From an optimization exercise on the open Yosys and OpenROAD flow, aimed at small area; shortcuts taken in it are not production practice.
In this exercise RTL edits were held to simulation tests only and were not proved equivalent to the original.
Not every run is shown, and edits may drop behaviour that the tests do not exercise.
Power is estimated from default activity; no workload was simulated.

==> design/flow/design.v <==
module MIPS(
    clk,
    rst_n,
    in_valid,
    instruction,
    out_valid,
    instruction_fail,
    out_0,
    out_1,
    out_2,
    out_3,
    out_4,
    out_5
);
input clk;
input rst_n;
input in_valid;
input [31:0] instruction;
output logic out_valid, instruction_fail;
output logic [15:0] out_0, out_1, out_2, out_3, out_4, out_5;
logic in_valid_1, in_valid_2, in_valid_3;
logic [31:0] instruction_reg;
always_ff @(negedge rst_n, posedge clk) begin
    if (~rst_n) begin
        in_valid_1 <= 0;
    end
    else begin
        if (in_valid) begin
            instruction_reg <= instruction;
        end
        in_valid_1 <= in_valid;
    end
end
logic [1:0] opcode_comb, opcode_reg;
logic [2:0] func_comb, func_reg;
logic [15:0] value_rs_comb, value_rs_reg;
logic [15:0] value_rt_comb, value_rt_reg;
logic [4:0] dest_comb, dest_reg;
logic [4:0] dest_reg_1;
logic [15:0] immediate_comb;
logic [5:0] shamt_comb, shamt_reg;
logic [15:0] result_comb, result_reg;
logic [15:0] add_reg;
assign shamt_comb = instruction_reg[10:6];
assign immediate_comb = instruction_reg[15:0];
always_comb begin
    if (instruction_reg[31:26] == 6'd0) begin
        case (instruction_reg[5:0])
            6'b100100: func_comb = 1;
            6'b100101: func_comb = 2;
            6'b100111: func_comb = 3;
            6'b000000: func_comb = 4;
            6'b000010: func_comb = 5;
            default: func_comb = 0;
        endcase
    end
    else begin
        func_comb = 0;
    end
end
always_comb begin
    case (instruction_reg[31:26])
        6'b000000: opcode_comb = 0;
        default: opcode_comb = 1;
    endcase
end
always_comb begin
    if (dest_reg_1 == instruction_reg[25:21]) value_rs_comb = result_reg;
    else begin
        case (instruction_reg[25:21])
            5'b10001: value_rs_comb = out_0;
            5'b10010: value_rs_comb = out_1;
            5'b01000: value_rs_comb = out_2;
            5'b10111: value_rs_comb = out_3;
            5'b11111: value_rs_comb = out_4;
            5'b10000: value_rs_comb = out_5;
            default: value_rs_comb = 16'd0;
        endcase
    end
end
always_comb begin
    if (dest_reg_1 == instruction_reg[20:16]) value_rt_comb = result_reg;
    else begin
        case (instruction_reg[20:16])
            5'b10001: value_rt_comb = out_0;
            5'b10010: value_rt_comb = out_1;
            5'b01000: value_rt_comb = out_2;
            5'b10111: value_rt_comb = out_3;
            5'b11111: value_rt_comb = out_4;
            5'b10000: value_rt_comb = out_5;
            default: value_rt_comb = 16'd0;
        endcase
    end
end
always_comb begin
    case (instruction_reg[31:26])
        6'b000000: begin
            dest_comb = instruction_reg[15:11];
        end
        6'b001000: begin
            dest_comb = instruction_reg[20:16];
        end
        default: begin
            dest_comb = 0;
        end
    endcase
end
always_ff @ (posedge clk, negedge rst_n) begin
    if (~rst_n) begin
        in_valid_2 <= 0;
    end
    else begin
        if (in_valid_1) begin
            value_rs_reg <= value_rs_comb;
            value_rt_reg <= value_rt_comb;
            dest_reg <= dest_comb;
            add_reg <= (opcode_comb == 0) ? value_rt_comb : immediate_comb;
            func_reg <= func_comb;
            opcode_reg <= opcode_comb;
            shamt_reg <= shamt_comb;
        end
        in_valid_2 <= in_valid_1;
    end
end
always_comb begin
    case (func_reg)
        6'd0: result_comb = value_rs_reg + add_reg;
        6'd1: result_comb = value_rs_reg & value_rt_reg;
        6'd2: result_comb = value_rs_reg | value_rt_reg;
        6'd3: result_comb = ~(value_rs_reg | value_rt_reg);
        6'd4: result_comb = value_rt_reg << shamt_reg;
        6'd5: result_comb = value_rt_reg >> shamt_reg;
        default: result_comb = 16'd0;
    endcase
end
always_ff @ (negedge rst_n, posedge clk) begin
    if (~rst_n) begin
        in_valid_3 <= 0;
        result_reg <= 0;
    end
    else begin
        if (in_valid_2) begin
            result_reg <= result_comb;
            dest_reg_1 <= dest_reg;
        end
        in_valid_3 <= in_valid_2;
    end
end
always_ff @ (negedge rst_n, posedge clk) begin
    if (~rst_n) begin
        out_valid <= 0;
        instruction_fail <= 0;
        out_0 <= 0;
        out_1 <= 0;
        out_2 <= 0;
        out_3 <= 0;
        out_4 <= 0;
        out_5 <= 0;
    end
    else if (in_valid_3) begin
        out_valid <= 1;
        case (dest_reg_1)
            5'b10001: begin
                out_0 <= result_reg;
                instruction_fail <= 0;
            end
            5'b10010: begin
                out_1 <= result_reg;
                instruction_fail <= 0;
            end
            5'b01000: begin
                out_2 <= result_reg;
                instruction_fail <= 0;
            end
            5'b10111: begin
                out_3 <= result_reg;
                instruction_fail <= 0;
            end
            5'b11111: begin
                out_4 <= result_reg;
                instruction_fail <= 0;
            end
            5'b10000: begin
                out_5 <= result_reg;
                instruction_fail <= 0;
            end
            default: instruction_fail <= 1;
        endcase
    end
    else begin
        out_0 <= 0;
        out_1 <= 0;
        out_2 <= 0;
        out_3 <= 0;
        out_4 <= 0;
        out_5 <= 0;
        out_valid <= in_valid_3;
    end
end
endmodule
==> design/flow/run.sh <==
#!/bin/bash
# synth_recipe.tcl (not shown) runs the flow's synth.tcl, then flattens the netlist and writes it again
# the make line also repeats each setting of config.mk as NAME=value (left out here)
make -C /OpenROAD-flow-scripts/flow DESIGN_CONFIG=/design/flow/config.mk WORK_HOME=/design/flow/orfs CLKGATE_MAP_FILE= SYNTH_SCRIPT=/design/flow/synth_recipe.tcl finish
==> design/flow/config.mk <==
export PLATFORM = sky130hd
export DESIGN_NAME = MIPS
export DESIGN_NICKNAME = MIPS
export VERILOG_FILES = /design/flow/design.v
export SDC_FILE = /design/flow/constraint.sdc
export NUM_CORES = 4
export LEC_CHECK = 0
export CAP_MARGIN = 20
export CORE_MARGIN = 2
export CORE_UTILIZATION = 40
export SLEW_MARGIN = 20
==> design/flow/constraint.sdc <==
create_clock -name core_clock -period 5.0 [get_ports {clk}]
set_input_delay 1.0000 -clock core_clock [delete_from_list [all_inputs] [get_ports {clk}]]
set_output_delay 1.0000 -clock core_clock [all_outputs]
set_load 0.01 [all_outputs]
Fig. 1: run 1, routed metal per tile
Bar = 50 um. 36 x 36 tiles, from dark blue (low) to red (high), scaled to the fullest tile. Values are wire area over tile area, all layers added.
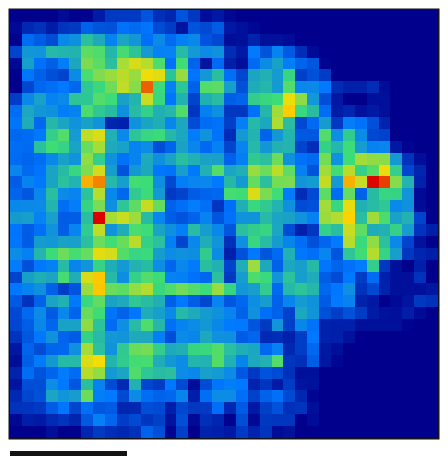
The densest ninth of the die: west. The emptiest ninth of the die: south-east. 12% of the tiles are over half the peak.

Fig. 2: run 1, sequential cells grouped by signal name
Other sequential cells in the stronger gray, the rest of the logic in the fainter gray.
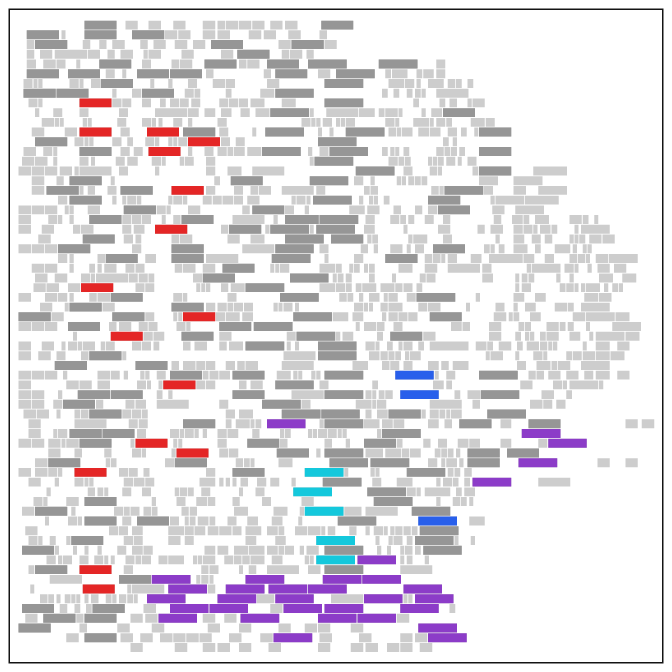
Key: out_3 = red [placed flops 16]; func_reg = blue [placed flops 3]; instruction_reg = purple [placed flops 32, where south]; dest_reg = cyan [placed flops 5, where south]
Another 159 sequential cells are not colored.

Fig. 3: run 1, metal 1
Bar = 50 um. Supply wires on this layer in gray. Cells faint in the background.
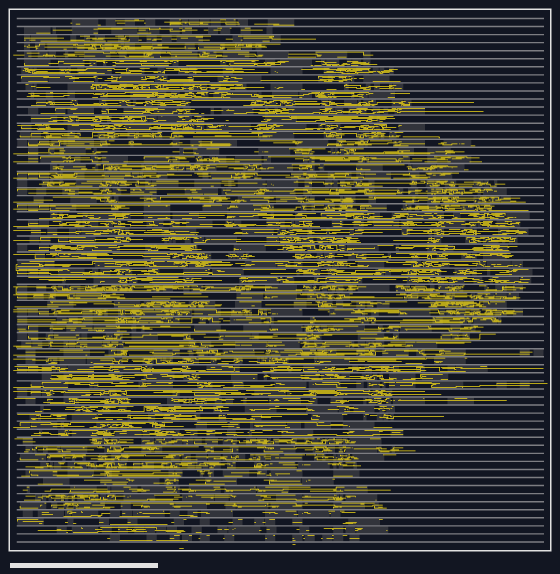
The layer holds 45% of the routed length. The layer carries 19200 um of wire.

Fig. 4: run 1, routing congestion map
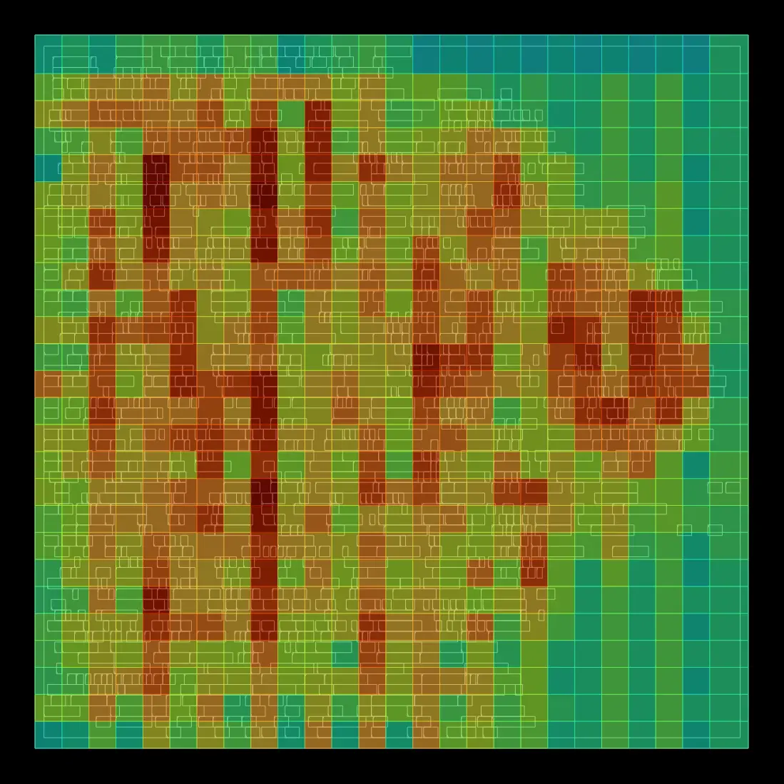
wire per inst: 24.3 um
fin util: 0.478

==> results by group, run 1 <==
Floorplan
  • Total core area: 31500 um2
  • DIE WIDTH: between 150 and 200 um
  • Site Rows: 65

Yosys
  • Post-synthesis xor/xnor area fraction: 0.0158
  • Gate Count Post-Synth: 1263
  • Post-synth top cells: nand2_1 (156), dfrtp_1 (117), nor2_1 (105)
  • Synth top area cells: edfxtp_1 (23%), dfrtp_1 (23%), a22oi_1 (5.9%), mux2i_1 (5.0%), nand2_1 (4.6%)

Clock tree
  • Clock Latency Late Sink: between 0.5 and 0.6 ns
  • TritonCTS buffer count: 24
  • CTS tree: done
  • Clock Root Buffer: clkbuf_16

Route
  • Drt first pass iters: 6
  • ANT nets after route: 0

Power and ir drop
  • Sw Ratio: 0.251
  • Sequential power: around 2000 uW
  • Tot Pwr: a little over 4000 uW
  • Clock Power: approximately 1700 uW

Placement
  • I/O Buffers: about 130
  • Pre-CTS setup slack: between 2 and 2.5 ns

Global routing
  • Grt ovf: 0
  • Largest net degree at the start of global routing: 100

Critical path
  • CP endpoint kind: register
  • WP data required: 5.40 ns
  • CP Capture Point: result_reg[8]$_DFFE_PN0P_
  • Beginning of the critical path: shamt_reg[1]$_DFFE_PP_

Final layout
  • Largest register FFs: 32
  • Final Cell Area: approximately 15000 um2
  • Fin nets: 1388
  • N_diodes: 0

Status
  • Outcome: timing/DRC/antenna clean

STA
  • Hold Fails Final Rpt: 0
  • RSZ-0062 raised after global routing: no
  • Fmax: approximately 330 MHz
  • Setup TNS: 0 ns
  • Slew headroom: 0.286

Run
  • Max_cap viols: 0
Fig. 5: run 1, clock routing
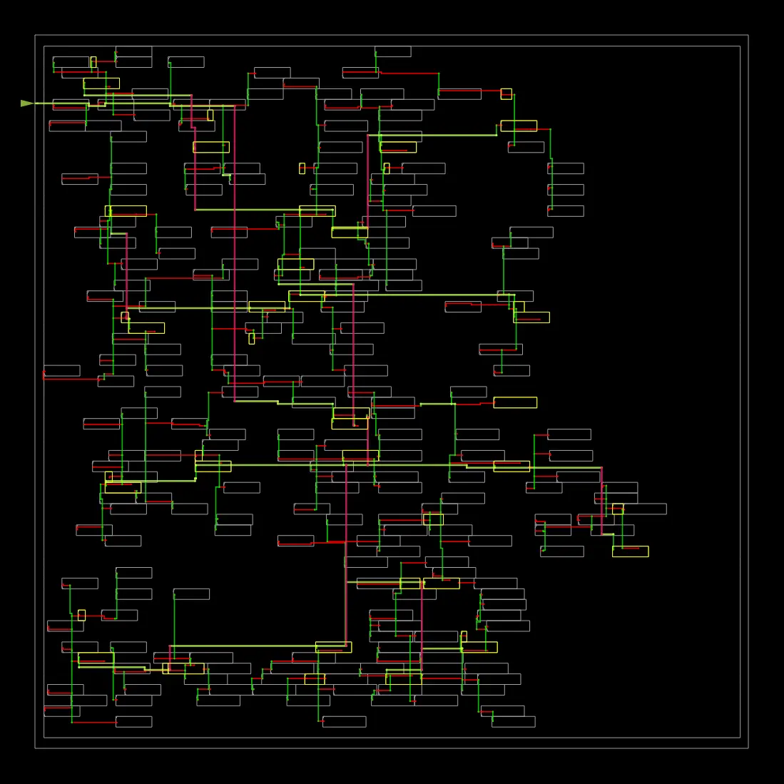

==> run 2, diff against run 1 <==
==> design/flow/design.v (replaced) <==
module MIPS(
    clk,
    rst_n,
    in_valid,
    instruction,
    out_valid,
    instruction_fail,
    out_0,
    out_1,
    out_2,
    out_3,
    out_4,
    out_5
);
input clk;
input rst_n;
input in_valid;
input [31:0] instruction;
output logic out_valid, instruction_fail;
output logic [15:0] out_0, out_1, out_2, out_3, out_4, out_5;
logic in_valid_1, in_valid_2, in_valid_3;
logic [31:0] ir;
always_ff @(posedge clk) ir <= instruction;
always_ff @(negedge rst_n, posedge clk) begin
    if (~rst_n) begin
        in_valid_1 <= 0;
        in_valid_2 <= 0;
        in_valid_3 <= 0;
    end
    else begin
        in_valid_1 <= in_valid;
        in_valid_2 <= in_valid_1;
        in_valid_3 <= in_valid_2;
    end
end
logic [15:0] result_reg;
logic [4:0]  dest_reg_1;
logic        p_valid;      
function automatic logic [15:0] read_reg(input logic [4:0] r);
    if (p_valid && dest_reg_1 == r) read_reg = result_reg;
    else begin
        case (r)
            5'b10001: read_reg = out_0;
            5'b10010: read_reg = out_1;
            5'b01000: read_reg = out_2;
            5'b10111: read_reg = out_3;
            5'b11111: read_reg = out_4;
            5'b10000: read_reg = out_5;
            default:  read_reg = 16'd0;
        endcase
    end
endfunction
logic [15:0] rs_v, rt_v, b_v, sum, shin, shout, res_comb;
logic [4:0]  dest_comb;
logic [4:0]  shamt;
logic        is_r, srl;
assign rs_v  = read_reg(ir[25:21]);
assign rt_v  = read_reg(ir[20:16]);
assign shamt = ir[10:6];
assign is_r  = (ir[31:26] == 6'd0);
assign srl   = ir[1];
assign b_v = is_r ? rt_v : ir[15:0];
assign sum = rs_v + b_v;
always_comb begin
    for (int i = 0; i < 16; i++) shin[i] = srl ? rt_v[15-i] : rt_v[i];
end
assign shout = shin << shamt;
always_comb begin
    if (is_r) begin
        case (ir[5:0])
            6'b100100: res_comb = rs_v & rt_v;
            6'b100101: res_comb = rs_v | rt_v;
            6'b100111: res_comb = ~(rs_v | rt_v);
            6'b000000: res_comb = shout;
            6'b000010: for (int i = 0; i < 16; i++) res_comb[i] = shout[15-i];
            default:   res_comb = sum;
        endcase
    end
    else begin
        res_comb = sum;
    end
end
always_comb begin
    case (ir[31:26])
        6'b000000: dest_comb = ir[15:11];
        6'b001000: dest_comb = ir[20:16];
        default:   dest_comb = 5'd0;
    endcase
end
logic [15:0] res2;
logic [4:0]  dest2;
always_ff @(posedge clk) begin
    res2  <= res_comb;
    dest2 <= dest_comb;
end
always_ff @(posedge clk) begin
    if (in_valid_2) begin
        result_reg <= res2;
        dest_reg_1 <= dest2;
    end
end
always_ff @(negedge rst_n, posedge clk) begin
    if (~rst_n) p_valid <= 0;
    else if (in_valid_2) p_valid <= 1;
end
always_ff @ (negedge rst_n, posedge clk) begin
    if (~rst_n) begin
        out_valid <= 0;
        instruction_fail <= 0;
        out_0 <= 0;
        out_1 <= 0;
        out_2 <= 0;
        out_3 <= 0;
        out_4 <= 0;
        out_5 <= 0;
    end
    else if (in_valid_3) begin
        out_valid <= 1;
        case (dest_reg_1)
            5'b10001: begin out_0 <= result_reg; instruction_fail <= 0; end
            5'b10010: begin out_1 <= result_reg; instruction_fail <= 0; end
            5'b01000: begin out_2 <= result_reg; instruction_fail <= 0; end
            5'b10111: begin out_3 <= result_reg; instruction_fail <= 0; end
            5'b11111: begin out_4 <= result_reg; instruction_fail <= 0; end
            5'b10000: begin out_5 <= result_reg; instruction_fail <= 0; end
            default:  instruction_fail <= 1;
        endcase
    end
    else begin
        out_0 <= 0;
        out_1 <= 0;
        out_2 <= 0;
        out_3 <= 0;
        out_4 <= 0;
        out_5 <= 0;
        out_valid <= 0;
    end
end
endmodule
--- a/design/flow/config.mk
+++ b/design/flow/config.mk
@@ -5,7 +5,9 @@
 export SDC_FILE = /design/flow/constraint.sdc
 export NUM_CORES = 4
 export LEC_CHECK = 0
+export ABC_AREA = 1
 export CAP_MARGIN = 20
 export CORE_MARGIN = 2
 export CORE_UTILIZATION = 40
+export CTS_BUF_LIST = sky130_fd_sc_hd__clkbuf_8
 export SLEW_MARGIN = 20
Fig. 6: run 2, clock routing
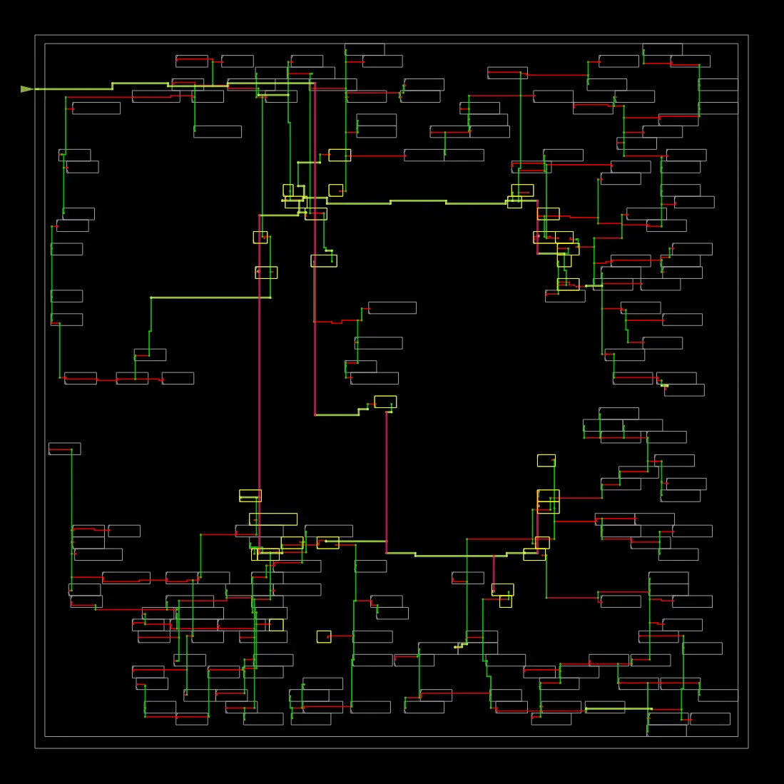
Layout Skew: 0.0213 ns
Clock Power: 1050 uW

Fig. 7: run 2, routed metal per tile
Bar = 50 um. 33 x 33 tiles, from dark blue (low) to red (high), scaled to the fullest tile. Values are wire area over tile area, all layers added.
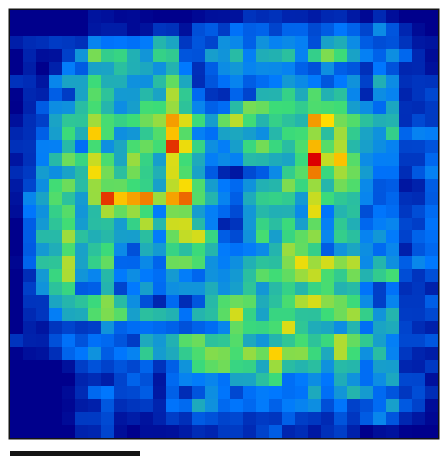
6.5% of the tiles are nearly empty. The emptiest ninth of the die: south-west. 16% of the tiles are over half the peak. The fullest tile reaches 0.90. The mean over all tiles is 0.27.

==> run 2 against run 1 <==
  * Critical path type unchanged
  * Worst setup slack lost 1.2 ns
  * Still clean on timing, DRC and antenna
  * Core utilization rose by 0.81 points
  * Sequential power down 18%
  * First-iteration DRC count down 4.0%
  * Combinational power grew 88%
  * Largest cell class unchanged
  * Clock power down about 40%
  * Wire length grew 3.2%
  * Global-route usage rose by 7.1 points
  * Synthesized cell count rose by 16%
==> results by group, run 2 <==
Status
  • Outcome: timing/DRC/antenna clean (unchanged)

Critical path
  • Reg-to-Reg End: res2[12]$_DFF_P_ (was result_reg[8]$_DFFE_PN0P_)
  • WP data required: 5.42 ns (was 5.40 ns)
  • CP Capture Point: res2[12]$_DFF_P_ (was result_reg[8]$_DFFE_PN0P_)
  • CP endpoint kind: register (unchanged)
  • Crit-path max cell delay: 0.49 ns (was 1.04 ns)
  • Beginning of the critical path: ir[16]$_DFF_P_ (was shamt_reg[1]$_DFFE_PP_)

Placement
  • Dpl hpwl: 33900 um (was 29700 um)
  • Pre-CTS setup slack: 0.925 ns (was 2.12 ns)
  • I/O Buffers: 132 (unchanged)

STA
  • Fmax: 239 MHz (was 334 MHz)
  • Hold Fails Final Rpt: 0 (unchanged)
  • Slew headroom: 0.357 (was 0.286)
  • RSZ-0062 raised after global routing: no (unchanged)
  • Setup TNS: 0 ns (unchanged)

Final layout
  • Final Cell Area: 12500 um2 (was 15000 um2)
  • Fin nets: 1637 (was 1388)
  • Fin util: 0.486 (was 0.478)
  • Synthesis-to-layout area growth: 20.5% (was 18.2%)
  • Finished Layout Cells: 1935 (was 1757)
  • Fraction of cell area in non-clock buffers: 0.128 (was 0.0991)
  • Largest register FFs: 32 (unchanged)
  • N_diodes: 1 (was 0)

Power and ir drop
  • Tot Pwr: 3300 uW (was 4070 uW)
  • Flop pwr share: 0.506 (was 0.498)
  • Sequential power: 1670 uW (was 2030 uW)
  • Sw Ratio: 0.336 (was 0.251)

Route
  • Routed WL: 44000 um (was 42600 um)
  • Drt first pass iters: 8 (was 6)
  • DRT met1 WL: 18800 um (was 19200 um)
  • ANT nets after route: 0 (unchanged)

Yosys
  • Count of different cell masters after synthesis: 46 (was 74)
  • Synth top area cells: dfrtp_1 (25%), nand2_1 (12%), dfxtp_1 (10%), nand3_1 (9.3%), o21ai_0 (8.6%) (was edfxtp_1 (23%), dfrtp_1 (23%), a22oi_1 (5.9%), mux2i_1 (5.0%), nand2_1 (4.6%))
  • Post-synth top cells: nand2_1 (340), nand3_1 (193), o21ai_0 (178) (was nand2_1 (156), dfrtp_1 (117), nor2_1 (105))
  • Gate Count Post-Synth: 1468 (was 1263)
  • Post-synthesis xor/xnor area fraction: 0.00843 (was 0.0158)

Clock tree
  • TritonCTS buffer count: 17 (was 24)
  • Clock Latency Late Sink: 0.48 ns (was 0.52 ns)
  • CTS tree: done (unchanged)
  • Setup Buffers After CTS: 0 (unchanged)
  • Clock Root Buffer: clkbuf_8 (was clkbuf_16)

Global routing
  • Grt ovf: 0 (unchanged)
  • Largest net degree at the start of global routing: 79 (was 100)
  • Vias in the first global route: 10200 (was 10300)

Floorplan
  • Total core area: 25800 um2 (was 31500 um2)
  • Site Rows: 59 (was 65)
  • DIE WIDTH: 165 um (was 182 um)

Run
  • Max_cap viols: 0 (unchanged)
Fig. 8: run 2, routing congestion map
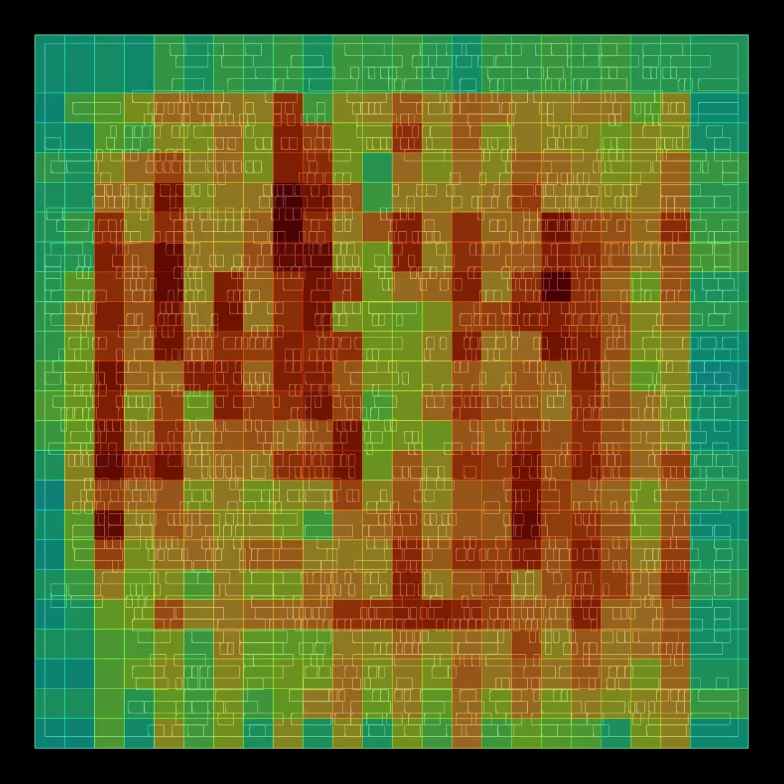
wire per inst: 22.7 um
GRT met2 Usage: 0.507
GR peak layer: met2
GR Layer Usage met3: 0.0624
total global-route track usage: 0.326

Fig. 9: run 2, metal 1
Bar = 50 um. Supply wires on this layer in gray. Cells faint in the background.
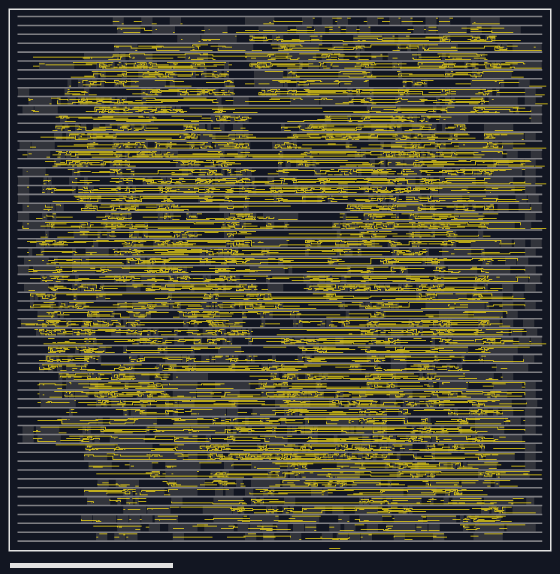

==> run 3, diff against run 2 <==
--- a/design/flow/config.mk
+++ b/design/flow/config.mk
@@ -9,5 +9,4 @@
 export CAP_MARGIN = 20
 export CORE_MARGIN = 2
 export CORE_UTILIZATION = 40
-export CTS_BUF_LIST = sky130_fd_sc_hd__clkbuf_8
 export SLEW_MARGIN = 20
Fig. 10: run 3, metal 1
Bar = 50 um. Supply wires on this layer in gray. Cells faint in the background.
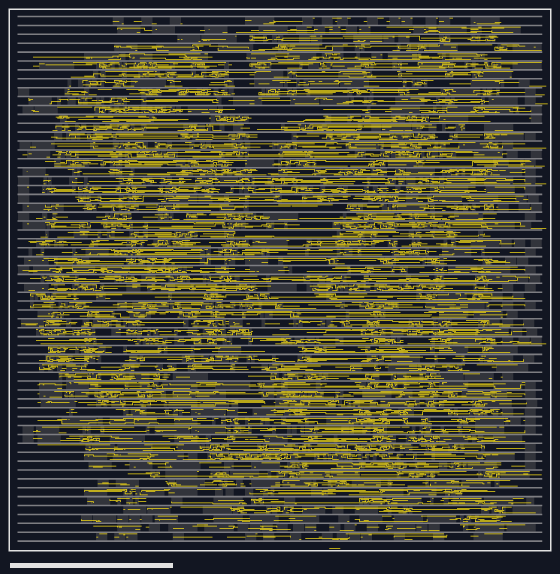
The layer holds 43% of the routed length. The wires run mostly horizontal. 1486 nets have wire on it. The layer carries 18800 um of wire.

Fig. 11: run 3, signal wires by layer
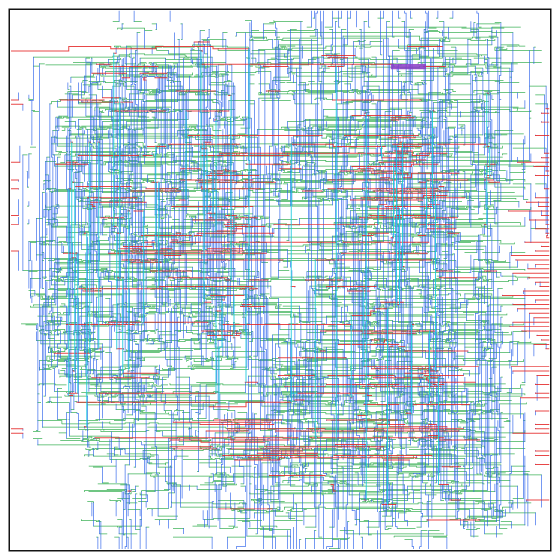
Key: metal 5 = purple [wire length 9.20 um]; metal 4 = cyan [wire length 1960 um]; metal 1 = green [wire length 18800 um]; metal 2 = blue [wire length 19700 um]; metal 3 = red [wire length 3690 um]

==> run 3 against run 2 <==
  * Synthesized area stayed put
  * Still clean on timing, DRC and antenna
  * Sequential power hardly changed
  * Register-to-register slack hardly changed
  * Final cell count hardly changed
  * Critical endpoint unchanged
  * Synthesized cell count stayed put
  * Critical path type unchanged
  * Combinational power hardly changed
==> results by group, run 3 <==
Global routing
  • Vias in the first global route: 10200 (about the same)
  • Largest net degree at the start of global routing: 79 (unchanged)
  • GR Layer Usage met3: 0.0594 (was 0.0624)
  • GRT met2 Usage: 0.508 (was 0.507)
  • Grt ovf: 0 (unchanged)
  • GR peak layer: met2 (unchanged)
  • Total global-route track usage: 0.326 (about the same)

Final layout
  • Final Cell Area: 12700 um2 (was 12500 um2)
  • Fin nets: 1637 (unchanged)
  • Fraction of cell area in non-clock buffers: 0.126 (was 0.128)
  • Finished Layout Cells: 1934 (was 1935)
  • N_diodes: 0 (was 1)
  • Largest register FFs: 32 (unchanged)
  • Synthesis-to-layout area growth: 22.3% (was 20.5%)
  • Fin util: 0.494 (was 0.486)

Yosys
  • Synth top area cells: dfrtp_1 (25%), nand2_1 (12%), dfxtp_1 (10%), nand3_1 (9.3%), o21ai_0 (8.6%) (unchanged)
  • Post-synth top cells: nand2_1 (340), nand3_1 (193), o21ai_0 (178) (unchanged)
  • Count of different cell masters after synthesis: 46 (unchanged)
  • Post-synthesis xor/xnor area fraction: 0.00843 (unchanged)
  • Gate Count Post-Synth: 1468 (unchanged)

Clock tree
  • Clock Root Buffer: clkbuf_16 (was clkbuf_8)
  • Clock Latency Late Sink: 0.44 ns (was 0.48 ns)
  • TritonCTS buffer count: 17 (unchanged)
  • CTS tree: done (unchanged)
  • Setup Buffers After CTS: 0 (unchanged)

Status
  • Outcome: timing/DRC/antenna clean (unchanged)

Critical path
  • Crit-path max cell delay: 0.48 ns (was 0.49 ns)
  • WP data required: 5.37 ns (was 5.42 ns)
  • CP endpoint kind: register (unchanged)
  • Reg-to-Reg End: res2[12]$_DFF_P_ (unchanged)
  • R2r setup slk: 0.80 ns (was 0.82 ns)
  • CP Capture Point: res2[12]$_DFF_P_ (unchanged)
  • Beginning of the critical path: ir[16]$_DFF_P_ (unchanged)

STA
  • Layout Skew: 0.0150 ns (was 0.0213 ns)
  • Setup TNS: 0 ns (unchanged)
  • Hold Fails Final Rpt: 0 (unchanged)
  • Fmax: 238 MHz (was 239 MHz)
  • RSZ-0062 raised after global routing: no (unchanged)
  • Slew headroom: 0.361 (was 0.357)

Route
  • ANT nets after route: 0 (unchanged)
  • Wire per inst: 22.8 um (was 22.7 um)
  • Drt first pass iters: 6 (was 8)
  • DRT met1 WL: 18800 um (about the same)

Power and ir drop
  • Flop pwr share: 0.459 (was 0.506)
  • Sequential power: 1670 uW (about the same)
  • Sw Ratio: 0.316 (was 0.336)

Floorplan
  • Initial Util: 0.403 (unchanged)
  • Total core area: 25800 um2 (unchanged)
  • Site Rows: 59 (unchanged)
  • DIE WIDTH: 165 um (unchanged)

Placement
  • Dpl hpwl: 33900 um (unchanged)
  • I/O Buffers: 132 (unchanged)
  • Pre-CTS setup slack: 0.925 ns (unchanged)

Run
  • Max_cap viols: 0 (unchanged)
Fig. 12: run 3, sequential cells grouped by signal name
Other sequential cells in the stronger gray, the rest of the logic in the fainter gray.
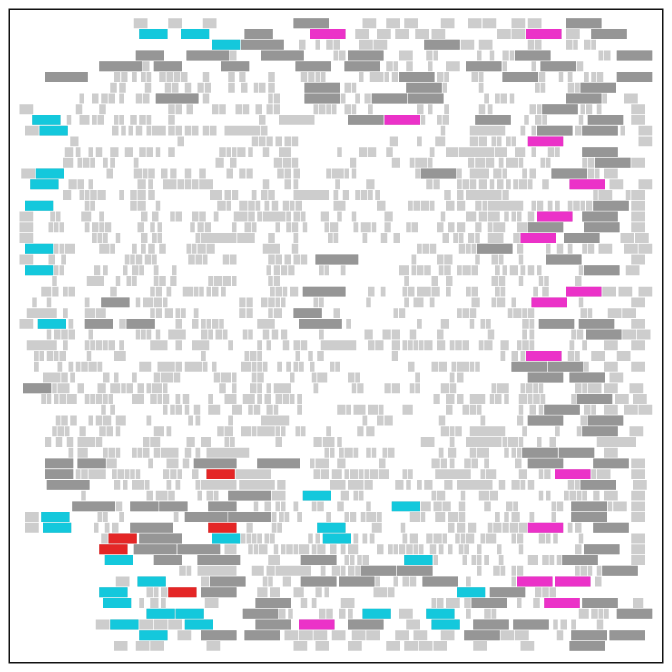
Key: out_3 = magenta [placed flops 16]; dest2 = red [placed flops 5, where south-west]; ir = cyan [placed flops 32]
Another 123 sequential cells are not colored.

[port drivers added, routing unchanged]
The results above use ideal ports. As a check the final layouts listed here were re-extracted and re-timed, cells and wires unchanged. Step 1 assumes that a clkbuf_16 drives the clock port and a buf_2 every other input. Step 2 also shifts input and output timing later by t, the mid clock arrival at the registers, as if the neighbouring blocks saw the same clock. Three values: ideal ports, drivers, drivers and shift; two values: the first two.
run | t (ns) | setup WS [ns] | hold slack, ns | worst register clock-pin slew, ns
run 1 | 0.571 | 2.007 / 2.007 / 2.007 | 0.422 / 0.422 / 0.422 | 0.06 / 0.06
run 2 | 0.521 | 0.816 / 0.816 / 0.816 | 0.376 / 0.355 / 0.391 | 0.11 / 0.11
run 3 | 0.483 | 0.804 / 0.804 / 0.804 | 0.376 / 0.376 / 0.376 | 0.08 / 0.08
After both steps every run listed still meets setup and hold.
